Background: an optimization exercise with open tools, aiming at small area, a short achievable clock period and few clock cycles per item. Do not read the settings as production practice.
In this exercise RTL edits were held to simulation tests only and were not proved equivalent to the original.
The series may have gaps, and a smaller design here may also do less where the tests do not look.

File: flow/design.v
`timescale 1ns/1ps
module dot_product_accel (
    input  logic                 clk,
    input  logic                 rst,           
    input  logic                 start,         
    output logic                 done,          
    input  logic signed [31:0]   a0,
    input  logic signed [31:0]   a1,
    input  logic signed [31:0]   a2,
    input  logic signed [31:0]   a3,
    input  logic signed [31:0]   a4,
    input  logic signed [31:0]   a5,
    input  logic signed [31:0]   a6,
    input  logic signed [31:0]   a7,
    input  logic signed [31:0]   b0,
    input  logic signed [31:0]   b1,
    input  logic signed [31:0]   b2,
    input  logic signed [31:0]   b3,
    input  logic signed [31:0]   b4,
    input  logic signed [31:0]   b5,
    input  logic signed [31:0]   b6,
    input  logic signed [31:0]   b7,
    output logic signed [63:0]   result
);
    typedef enum logic [1:0] {
        S_IDLE = 2'b00,
        S_RUN  = 2'b01,
        S_DONE = 2'b10
    } state_t;
    state_t state, state_n;
    logic signed [31:0] A [0:7];
    logic signed [31:0] B [0:7];
    logic [3:0]               idx;       
    logic [3:0]               idx_n;
    logic signed [63:0]       acc;       
    logic signed [63:0]       acc_n;
    logic signed [63:0]       prod;      
    always_ff @(posedge clk) begin
        if (rst) begin
            A[0] <= '0; A[1] <= '0; A[2] <= '0; A[3] <= '0;
            A[4] <= '0; A[5] <= '0; A[6] <= '0; A[7] <= '0;
            B[0] <= '0; B[1] <= '0; B[2] <= '0; B[3] <= '0;
            B[4] <= '0; B[5] <= '0; B[6] <= '0; B[7] <= '0;
        end else if (start && (state != S_RUN)) begin
            A[0] <= a0; A[1] <= a1; A[2] <= a2; A[3] <= a3;
            A[4] <= a4; A[5] <= a5; A[6] <= a6; A[7] <= a7;
            B[0] <= b0; B[1] <= b1; B[2] <= b2; B[3] <= b3;
            B[4] <= b4; B[5] <= b5; B[6] <= b6; B[7] <= b7;
        end
    end
    always_comb begin
        prod = $signed(A[idx]) * $signed(B[idx]);
    end
    always_comb begin
        state_n = state;
        idx_n   = idx;
        acc_n   = acc;
    case (state)
            S_IDLE: begin
                if (start) begin
                    idx_n = 4'd0;
                    acc_n = 64'sd0;
                    state_n = S_RUN;
                end
            end
            S_RUN: begin
                acc_n = acc + prod;  
                if (idx == 4'd7) begin
                    state_n = S_DONE;
                end else begin
                    idx_n = idx + 4'd1;
                end
            end
            S_DONE: begin
                if (start) begin
                    idx_n = 4'd0;
                    acc_n = 64'sd0;
                    state_n = S_RUN;
                end
            end
            default: begin
                state_n = S_IDLE;
            end
        endcase
    end
    always_ff @(posedge clk) begin
        if (rst) begin
            state  <= S_IDLE;
            idx    <= '0;
            acc    <= '0;
            result <= '0;
            done   <= 1'b0;
        end else begin
            state <= state_n;
            idx   <= idx_n;
            acc   <= acc_n;
            if (state == S_RUN && state_n == S_DONE) begin
                result <= acc_n;  
            end
            case (state_n)
                S_IDLE: done <= 1'b0;
                S_RUN:  done <= 1'b0;
                S_DONE: done <= 1'b1;
                default: done <= 1'b0;
            endcase
        end
    end
endmodule
File: flow/run.sh
#!/bin/bash
# synth_recipe.tcl (not shown) runs the flow's synth.tcl, then flattens the netlist and writes it again
# the make line also repeats each setting of config.mk as NAME=value (left out here)
make -C /OpenROAD-flow-scripts/flow DESIGN_CONFIG=/design/flow/config.mk WORK_HOME=/design/flow/orfs CLKGATE_MAP_FILE= SYNTH_SCRIPT=/design/flow/synth_recipe.tcl finish
File: flow/config.mk
export PLATFORM = sky130hd
export DESIGN_NAME = dot_product_accel
export DESIGN_NICKNAME = dot_product_accel
export VERILOG_FILES = /design/flow/design.v
export SDC_FILE = /design/flow/constraint.sdc
export NUM_CORES = 4
export LEC_CHECK = 0
export CAP_MARGIN = 20
export CORE_MARGIN = 2
export CORE_UTILIZATION = 40
export SLEW_MARGIN = 20
File: flow/constraint.sdc
create_clock -name core_clock -period 10.5 [get_ports {clk}]
set_input_delay 2.1000 -clock core_clock [delete_from_list [all_inputs] [get_ports {clk}]]
set_output_delay 2.1000 -clock core_clock [all_outputs]
set_load 0.01 [all_outputs]
**Run 1: signal wires by layer**

Drawn at 1 px/um.
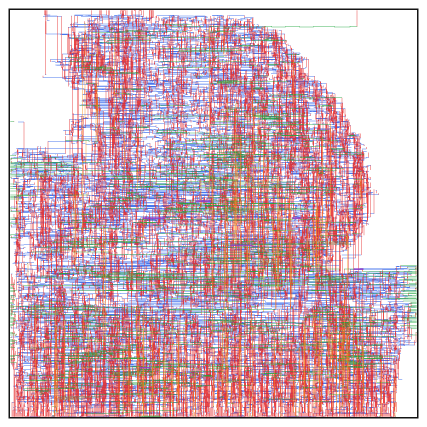
M2: drawn in red, wire length 108 mm. M5: drawn in purple, wire length 87.4 um. M3: drawn in green, wire length 22.2 mm. M4: drawn in orange, wire length 10,200 um. M1: drawn in blue, wire length 104 mm.

**Run 1: full-chip view from the flow's report step**

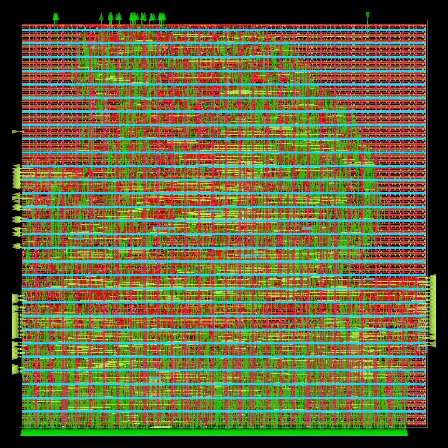
Die Area: 165,600 um^2
post-route cell area: 76,950 um^2
die extent in y: 407.0 um
Util after Layout: 47.81%

==> flow_metrics.py, run 1 <==
metrics = {
    "floorplanning": {
        "ios": 580,
        "tap-cell-count": 2160,
        "start_util_pct": 40.36,
        "row_count": 147,
        "die_x_um": 407.0,
    },
    "placed_design": {
        "placed_cell_area_um2": 73930,
        "port_buffers": 579,
        "dp_hpwl_mm": 199.1,
    },
    "worst_setup_path": {
        "cpMostUsedCell": "fa_1",
        "crit_path_start_kind": "flip-flop",
        "rrSetupSlack_ns": 0.28,
        "crit_start": "idx[1]",
        "crit_type": "flip-flop to flip-flop",
        "critical-path-max-stage-delay_ns": 0.67,
    },
    "synthesis": {
        "synth-edff-count": 0,
        "synth_flop_cell": "dfxtp_1",
        "yosysWarnings": 3,
        "synth_cells": 7602,
        "syn_area_per_cell_um2": 8.545,
        "yosysSeqAreaShare_pct": 19.94,
        "synth_nets": 9551,
        "synth_cell_types": 88,
    },
    "worst_hold_path": {
        "min_from": "acc[49]",
        "hold-path-cell-count": 2,
    },
    "sta": {
        "drv_slew": 0,
        "final-setup-viol-count": 0,
        "fin_crit_sh_pct": 97.37,
    },
    "finish": {
        "mostFrequentLayoutCells": "nand2_1, inv_1, fa_1",
        "seqAreaFraction_pct": 16.84,
        "n_all_inverters": 1323,
        "nets": 9970,
        "multi_input_area_share_pct": 59.25,
        "layout_commonest_cell": "nand2_1",
        "biggestCellCategory": "multi-input gates",
    },
    "routing": {
        "vias": 54480,
        "first_iter_violations": 5430,
    },
    "clocking": {
        "cts_sinks": 647,
    },
    "run_status": {
        "outcome": "no timing/DRC/antenna violations",
    },
}
Testbench counts for the RTL of run 1, summed over its fixed seeds: cycles 14,400, items 1,600.
**Run 1: the clock network**

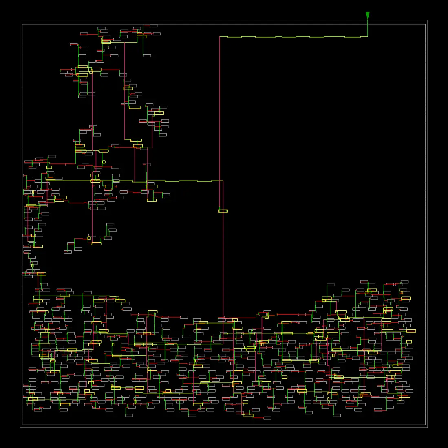
clock buffer count from CTS: 76
clkbuf count: 100
Clock Latency Late Sink: 0.71 ns
count of flip-flops and latches: 647

## run 1: Yosys cell counts, drive strengths merged (25+ instances only)
library cell     n  area [um^2]
dfxtp          647        12950
fa            1210        24220
xnor2           54        473.0
nand2b          29        181.4
a222oi          64        640.6
nand4           66        412.9
inv           1323         4966
xor2            25        219.0
a22oi          100        750.7
mux2            56        630.6
buf             38        166.4
nand2         1718         6449
nor2           524         1967
a211oi          28        215.2
a21o            51        382.9
a21oi          612         3067
and2            51        319.1
o21a            51        382.9
ha             224         2803
o21ai           89        449.2
clkbuf         433         1627
## run 1: metrics by stage
| stage | std cells | setup slack (ns) | setup TNS [ns] |
|---|---|---|---|
| 3_5_place_dp | 10100 | 0.3319 | 0 |
| 2_1_floorplan | 7602 | 0.2972 | 0 |
| 6_report | 10260 | 0.2761 | 0 |
| 4_1_cts | 10230 | 0.2658 | 0 |
| 3_3_place_gp | 10100 | 0.3536 | 0 |
| 5_1_grt | 10260 | -0.01281 | -0.01281 |
## run 1: state kept, by name, summed over array words and instances, names as in the netlist
name and cells:
result 64, idx 4, acc 64, done 1, B 256, A 256, state 2
**Run 1: routed clock nets over the placement**

Drawn at 1 px/um.
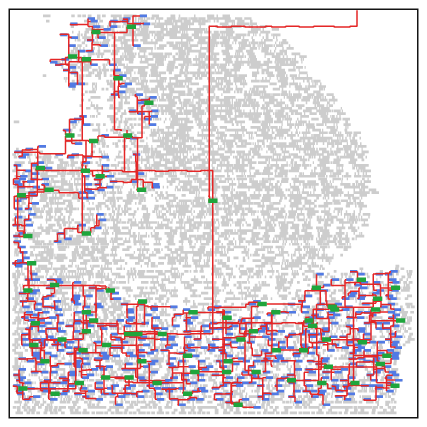

--- run 2: outline of the changes from run 1 ---
flow/design.v: 108 -> 1870 lines; modules unchanged: 0
  dot_product_accel: edited, 107 -> 1869 lines
**Run 2: routed clock nets over the placement**

Drawn at 1.5 px/um.
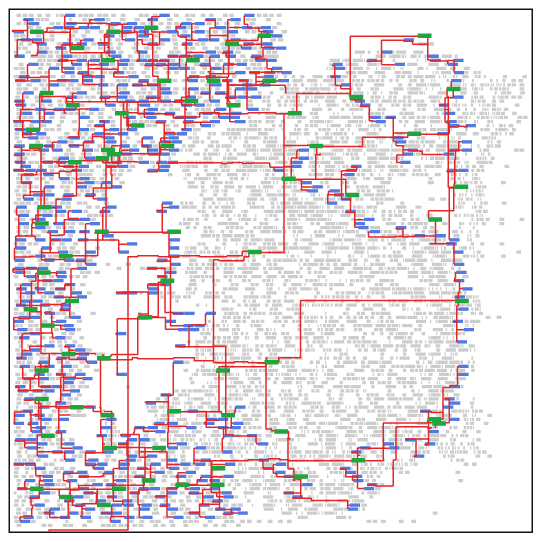
clock wires: drawn in red, length 9,320 um. clock-net drivers: drawn in green, count 73. flip-flops: drawn in blue, count 645.
There are 74 routed clock nets. Position of the flops: all over the die.
Clock Latency Late Sink: 0.67 ns
clk_skew: 0.03804 ns

==> run 2 against run 1 <==
Against the previous run:
- register-to-register slack better by 4.6 ns
- maximum frequency is 47% higher
- sequential share of layout area is 5.9 points higher
- worst setup slack better by 3.3 ns
- still clean on timing, DRC and antenna
- critical path depth is 20 lower
==> flow_metrics.py, run 2 <==
metrics = {
    "global_route": {
        "first_global_vias": 36530,
        "use_met1_pct": 32.88,
        "grt_first_pass_wirelength_mm": 238.0,
        "gr-max-usage-layer": "met2",
        "use_met2_pct": 43.73,
        "met3_usage_pct": 7.256,
        "antenna_found_initial": 19,
        "grt_usage_pct": 26.17,
    },
    "placed_design": {
        "placed_cell_area_um2": 54310,
        "place_ws_ns": 4.263,
        "dp.cells": 6412,
        "dp_hpwl_mm": 114.7,
        "port_buffers": 579,
        "place_congestion": 0.8992,
    },
    "clocking": {
        "cts_buffers": 73,
        "root_buffer": "clkbuf_16",
        "cts_buffer_depth": 3,
        "htree_levels": 3,
        "cts-resized-gates": 0,
        "cts_setup_buffers": 0,
        "cts_tree": "yes",
        "cts_sinks": 645,
    },
    "synthesis": {
        "synth_nets": 5793,
        "synth_xor_xnor_area_share_pct": 10.42,
        "yosysSeqAreaShare_pct": 27.32,
        "synth_cells": 4605,
        "synthAdderAreaFrac_pct": 26.43,
        "synth.top_cell.area_share_pct": 27.32,
        "synth_compound_area_share_pct": 11.01,
        "synth_async_sr_flop_share_pct": 0,
        "syn_area_per_cell_um2": 10.26,
        "ys_ff_latch": 645,
        "synth_flop_cell": "dfxtp_1",
        "synth_top_family_by_area": "adder cells",
        "synth_cell_types": 64,
        "synthSimpleGateAreaFrac_pct": 5.949,
        "synth_area_leader_cell": "dfxtp_1",
        "synth-edff-count": 0,
        "synth_commonest_cells": "dfxtp_1, inv_1, fa_1",
        "yosysWarnings": 3,
        "synthTopCellsByArea": "dfxtp_1, fa_1, mux2_2",
        "synth_most_common_cell": "dfxtp_1",
    },
    "sta": {
        "rsz0062_at_grt": "false",
        "drv_slew": 0,
        "fin_crit_ns": 6.953,
        "fin_crit_sh_pct": 66.22,
        "setup_slack_ns": 3.547,
        "fin_setup_tns_ns": 0,
        "final-setup-viol-count": 0,
    },
    "run_status": {
        "outcome": "no timing/DRC/antenna violations",
    },
    "routing": {
        "antenna_left": 0,
        "via_per_inst": 5.338,
        "dr.pass1.iters": 6,
        "wl_met1_mm": 63.05,
        "first_iter_violations": 2925,
        "met2_length_mm": 76.34,
        "drc_errors": 0,
        "routed-wl-met3_mm": 15.36,
        "vias": 34950,
        "dr.max_layer_used": "met5",
    },
    "floorplanning": {
        "die_area_um2": 120900,
        "row_count": 126,
        "die_x_um": 347.7,
        "coreArea_um2": 117600,
        "start_util_pct": 40.18,
        "die_y_um": 347.7,
        "ios": 580,
    },
    "finish": {
        "nets": 6139,
        "mostFrequentLayoutCells": "dfxtp_1, inv_1, clkdlybuf4s50_1",
        "layout_commonest_cell": "dfxtp_1",
        "fin_util_pct": 48.44,
        "final-instance-count-excl-fill": 6547,
        "final_layout_size_suffix_gt1_share_pct": 14.21,
        "synthToLayoutAreaGrowth_pct": 20.57,
        "top_regs": "ra: 256 flops, rb: 256 flops, acc_s: 64 flops",
        "seq_area_um2": 12930,
        "multi_input_area_um2": 30810,
        "stdcell_area_um2": 56970,
    },
    "worst_setup_path": {
        "crit_path_start_kind": "flip-flop",
        "path_cells": "ha_1 -> inv_1 -> fa_1 -> nand2b_1 -> a21oi_2 -> o21ai_1 -> a211oi_2 -> a31oi_1 -> o21ai_1 -> nand2_1 -> o31ai_1 -> xor2_1 -> clkdlybuf4s50_1",
        "crit_fanout": 4,
        "crit_family": "compound AO/OA/AOI/OAI gates",
        "path_buf_inv": 2,
        "critical-path-max-stage-delay_ns": 0.55,
        "arrival_ns": 4.85,
        "endpoint_kind": "output port",
        "crit_type": "flip-flop to output port",
        "cp.required_ns": 8.40,
        "cpMostUsedCell": "o21ai_1",
    },
    "worst_hold_path": {
        "hold_class": "flip-flop to flip-flop",
    },
    "flow_run": {
        "cap_violations": 0,
    },
}
Testbench counts for the RTL of run 2, summed over its fixed seeds: cycles 14,400, items 1,600.
**Run 2: cell classes on the final placement**

Drawn at 1.5 px/um. Fill, decap, tap and diode cells in grey.
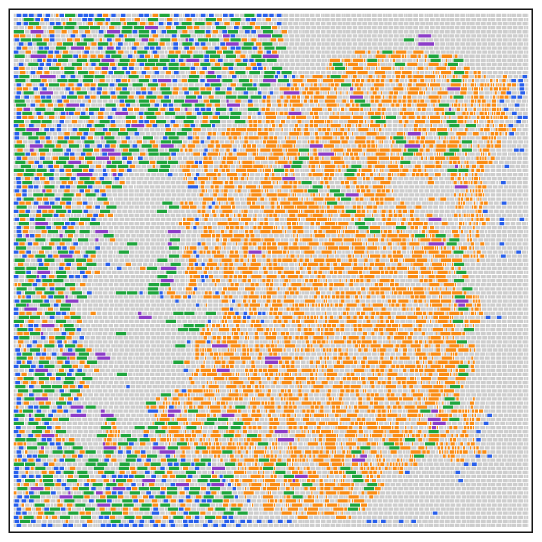
remaining logic cells: drawn in orange, cells 3,585, share of their area 60%. registers: drawn in green, cells 645, share of their area 23%. remaining buffers and delay cells: drawn in blue, cells 646, share of their area 11%. clock drivers and dummy loads: drawn in purple, cells 133, share of their area 4.8%.

## run 2: cell types whose count changed after synthesis, moves of 114 or more
cell,change
fa_1,-668
inv_1,-704
a21oi_1,-536
mux2_2,+393
nor2b_1,+114
nand2_1,-1595
nor2_1,-459
xnor2_1,+177
a22oi_1,+363
xor2_1,+306
## run 2: final cells by class
cell class                 count  share of cell area, %
sequential                   645                  22.69
timing repair buffer         646                  11.11
tap                         1536                  3.373
clock buffer                  94                  3.556
antenna                        2               0.008784
clock inverter                39                  1.102
inverter                     620                  4.085
multi-input combinational   2965                  54.07
## run 2: final timing paths
path	slack, ns	depth (start not counted)	end	from
setup / recovery	3.55	13	result[61]	acc_c[1]
hold reg to reg	0.45	1	rb[3][21]	rb[4][21]
hold / removal	0.45	1	rb[3][21]	rb[4][21]
setup reg to reg	4.89	15	acc_c[30]	rb[0][3]
## run 2: cells by family (layout without fill, tap and decap cells)
kind of cell               Yosys count  in the layout
and+or+nand+nor                    531            531
AOI/OAI and AO/OA                  739            739
DFF                                645            645
xor gates and xnor gates           562            562
buffers and inverters              995           1399
other                                0              2
adders and majority gates          673            673
muxes                              460            460

static timing again, ports no longer ideal:
Ports are ideal in the flow. The routed layouts listed here were re-timed in OpenROAD. Step 1 (the two cells are an assumption about what drives the block):
set clk [get_ports {clk}]
set_driving_cell -lib_cell sky130_fd_sc_hd__clkbuf_16 $clk
set_driving_cell -lib_cell sky130_fd_sc_hd__buf_2 [delete_from_list [all_inputs] $clk]
Step 2 times the ports against the registers' clock, not the clock port: input delays grow and output delays shrink by t, the midpoint of the rising clock arrivals with the driver on. Three values: ideal, step 1, step 2; two values: the first two.
run | t (ns) | setup WS [ns] | worst setup path after step 2 | clock arrival spread, ns | worst slew at a driven data input, ns
run 1 | 0.754 | 0.276 / 0.276 / 0.276 | register to register | 0.072 / 0.072 | 0.13
run 2 | 0.724 | 3.547 / 3.476 / 4.200 | register to output | 0.044 / 0.044 | 0.17
After both steps every run listed still meets setup and hold.
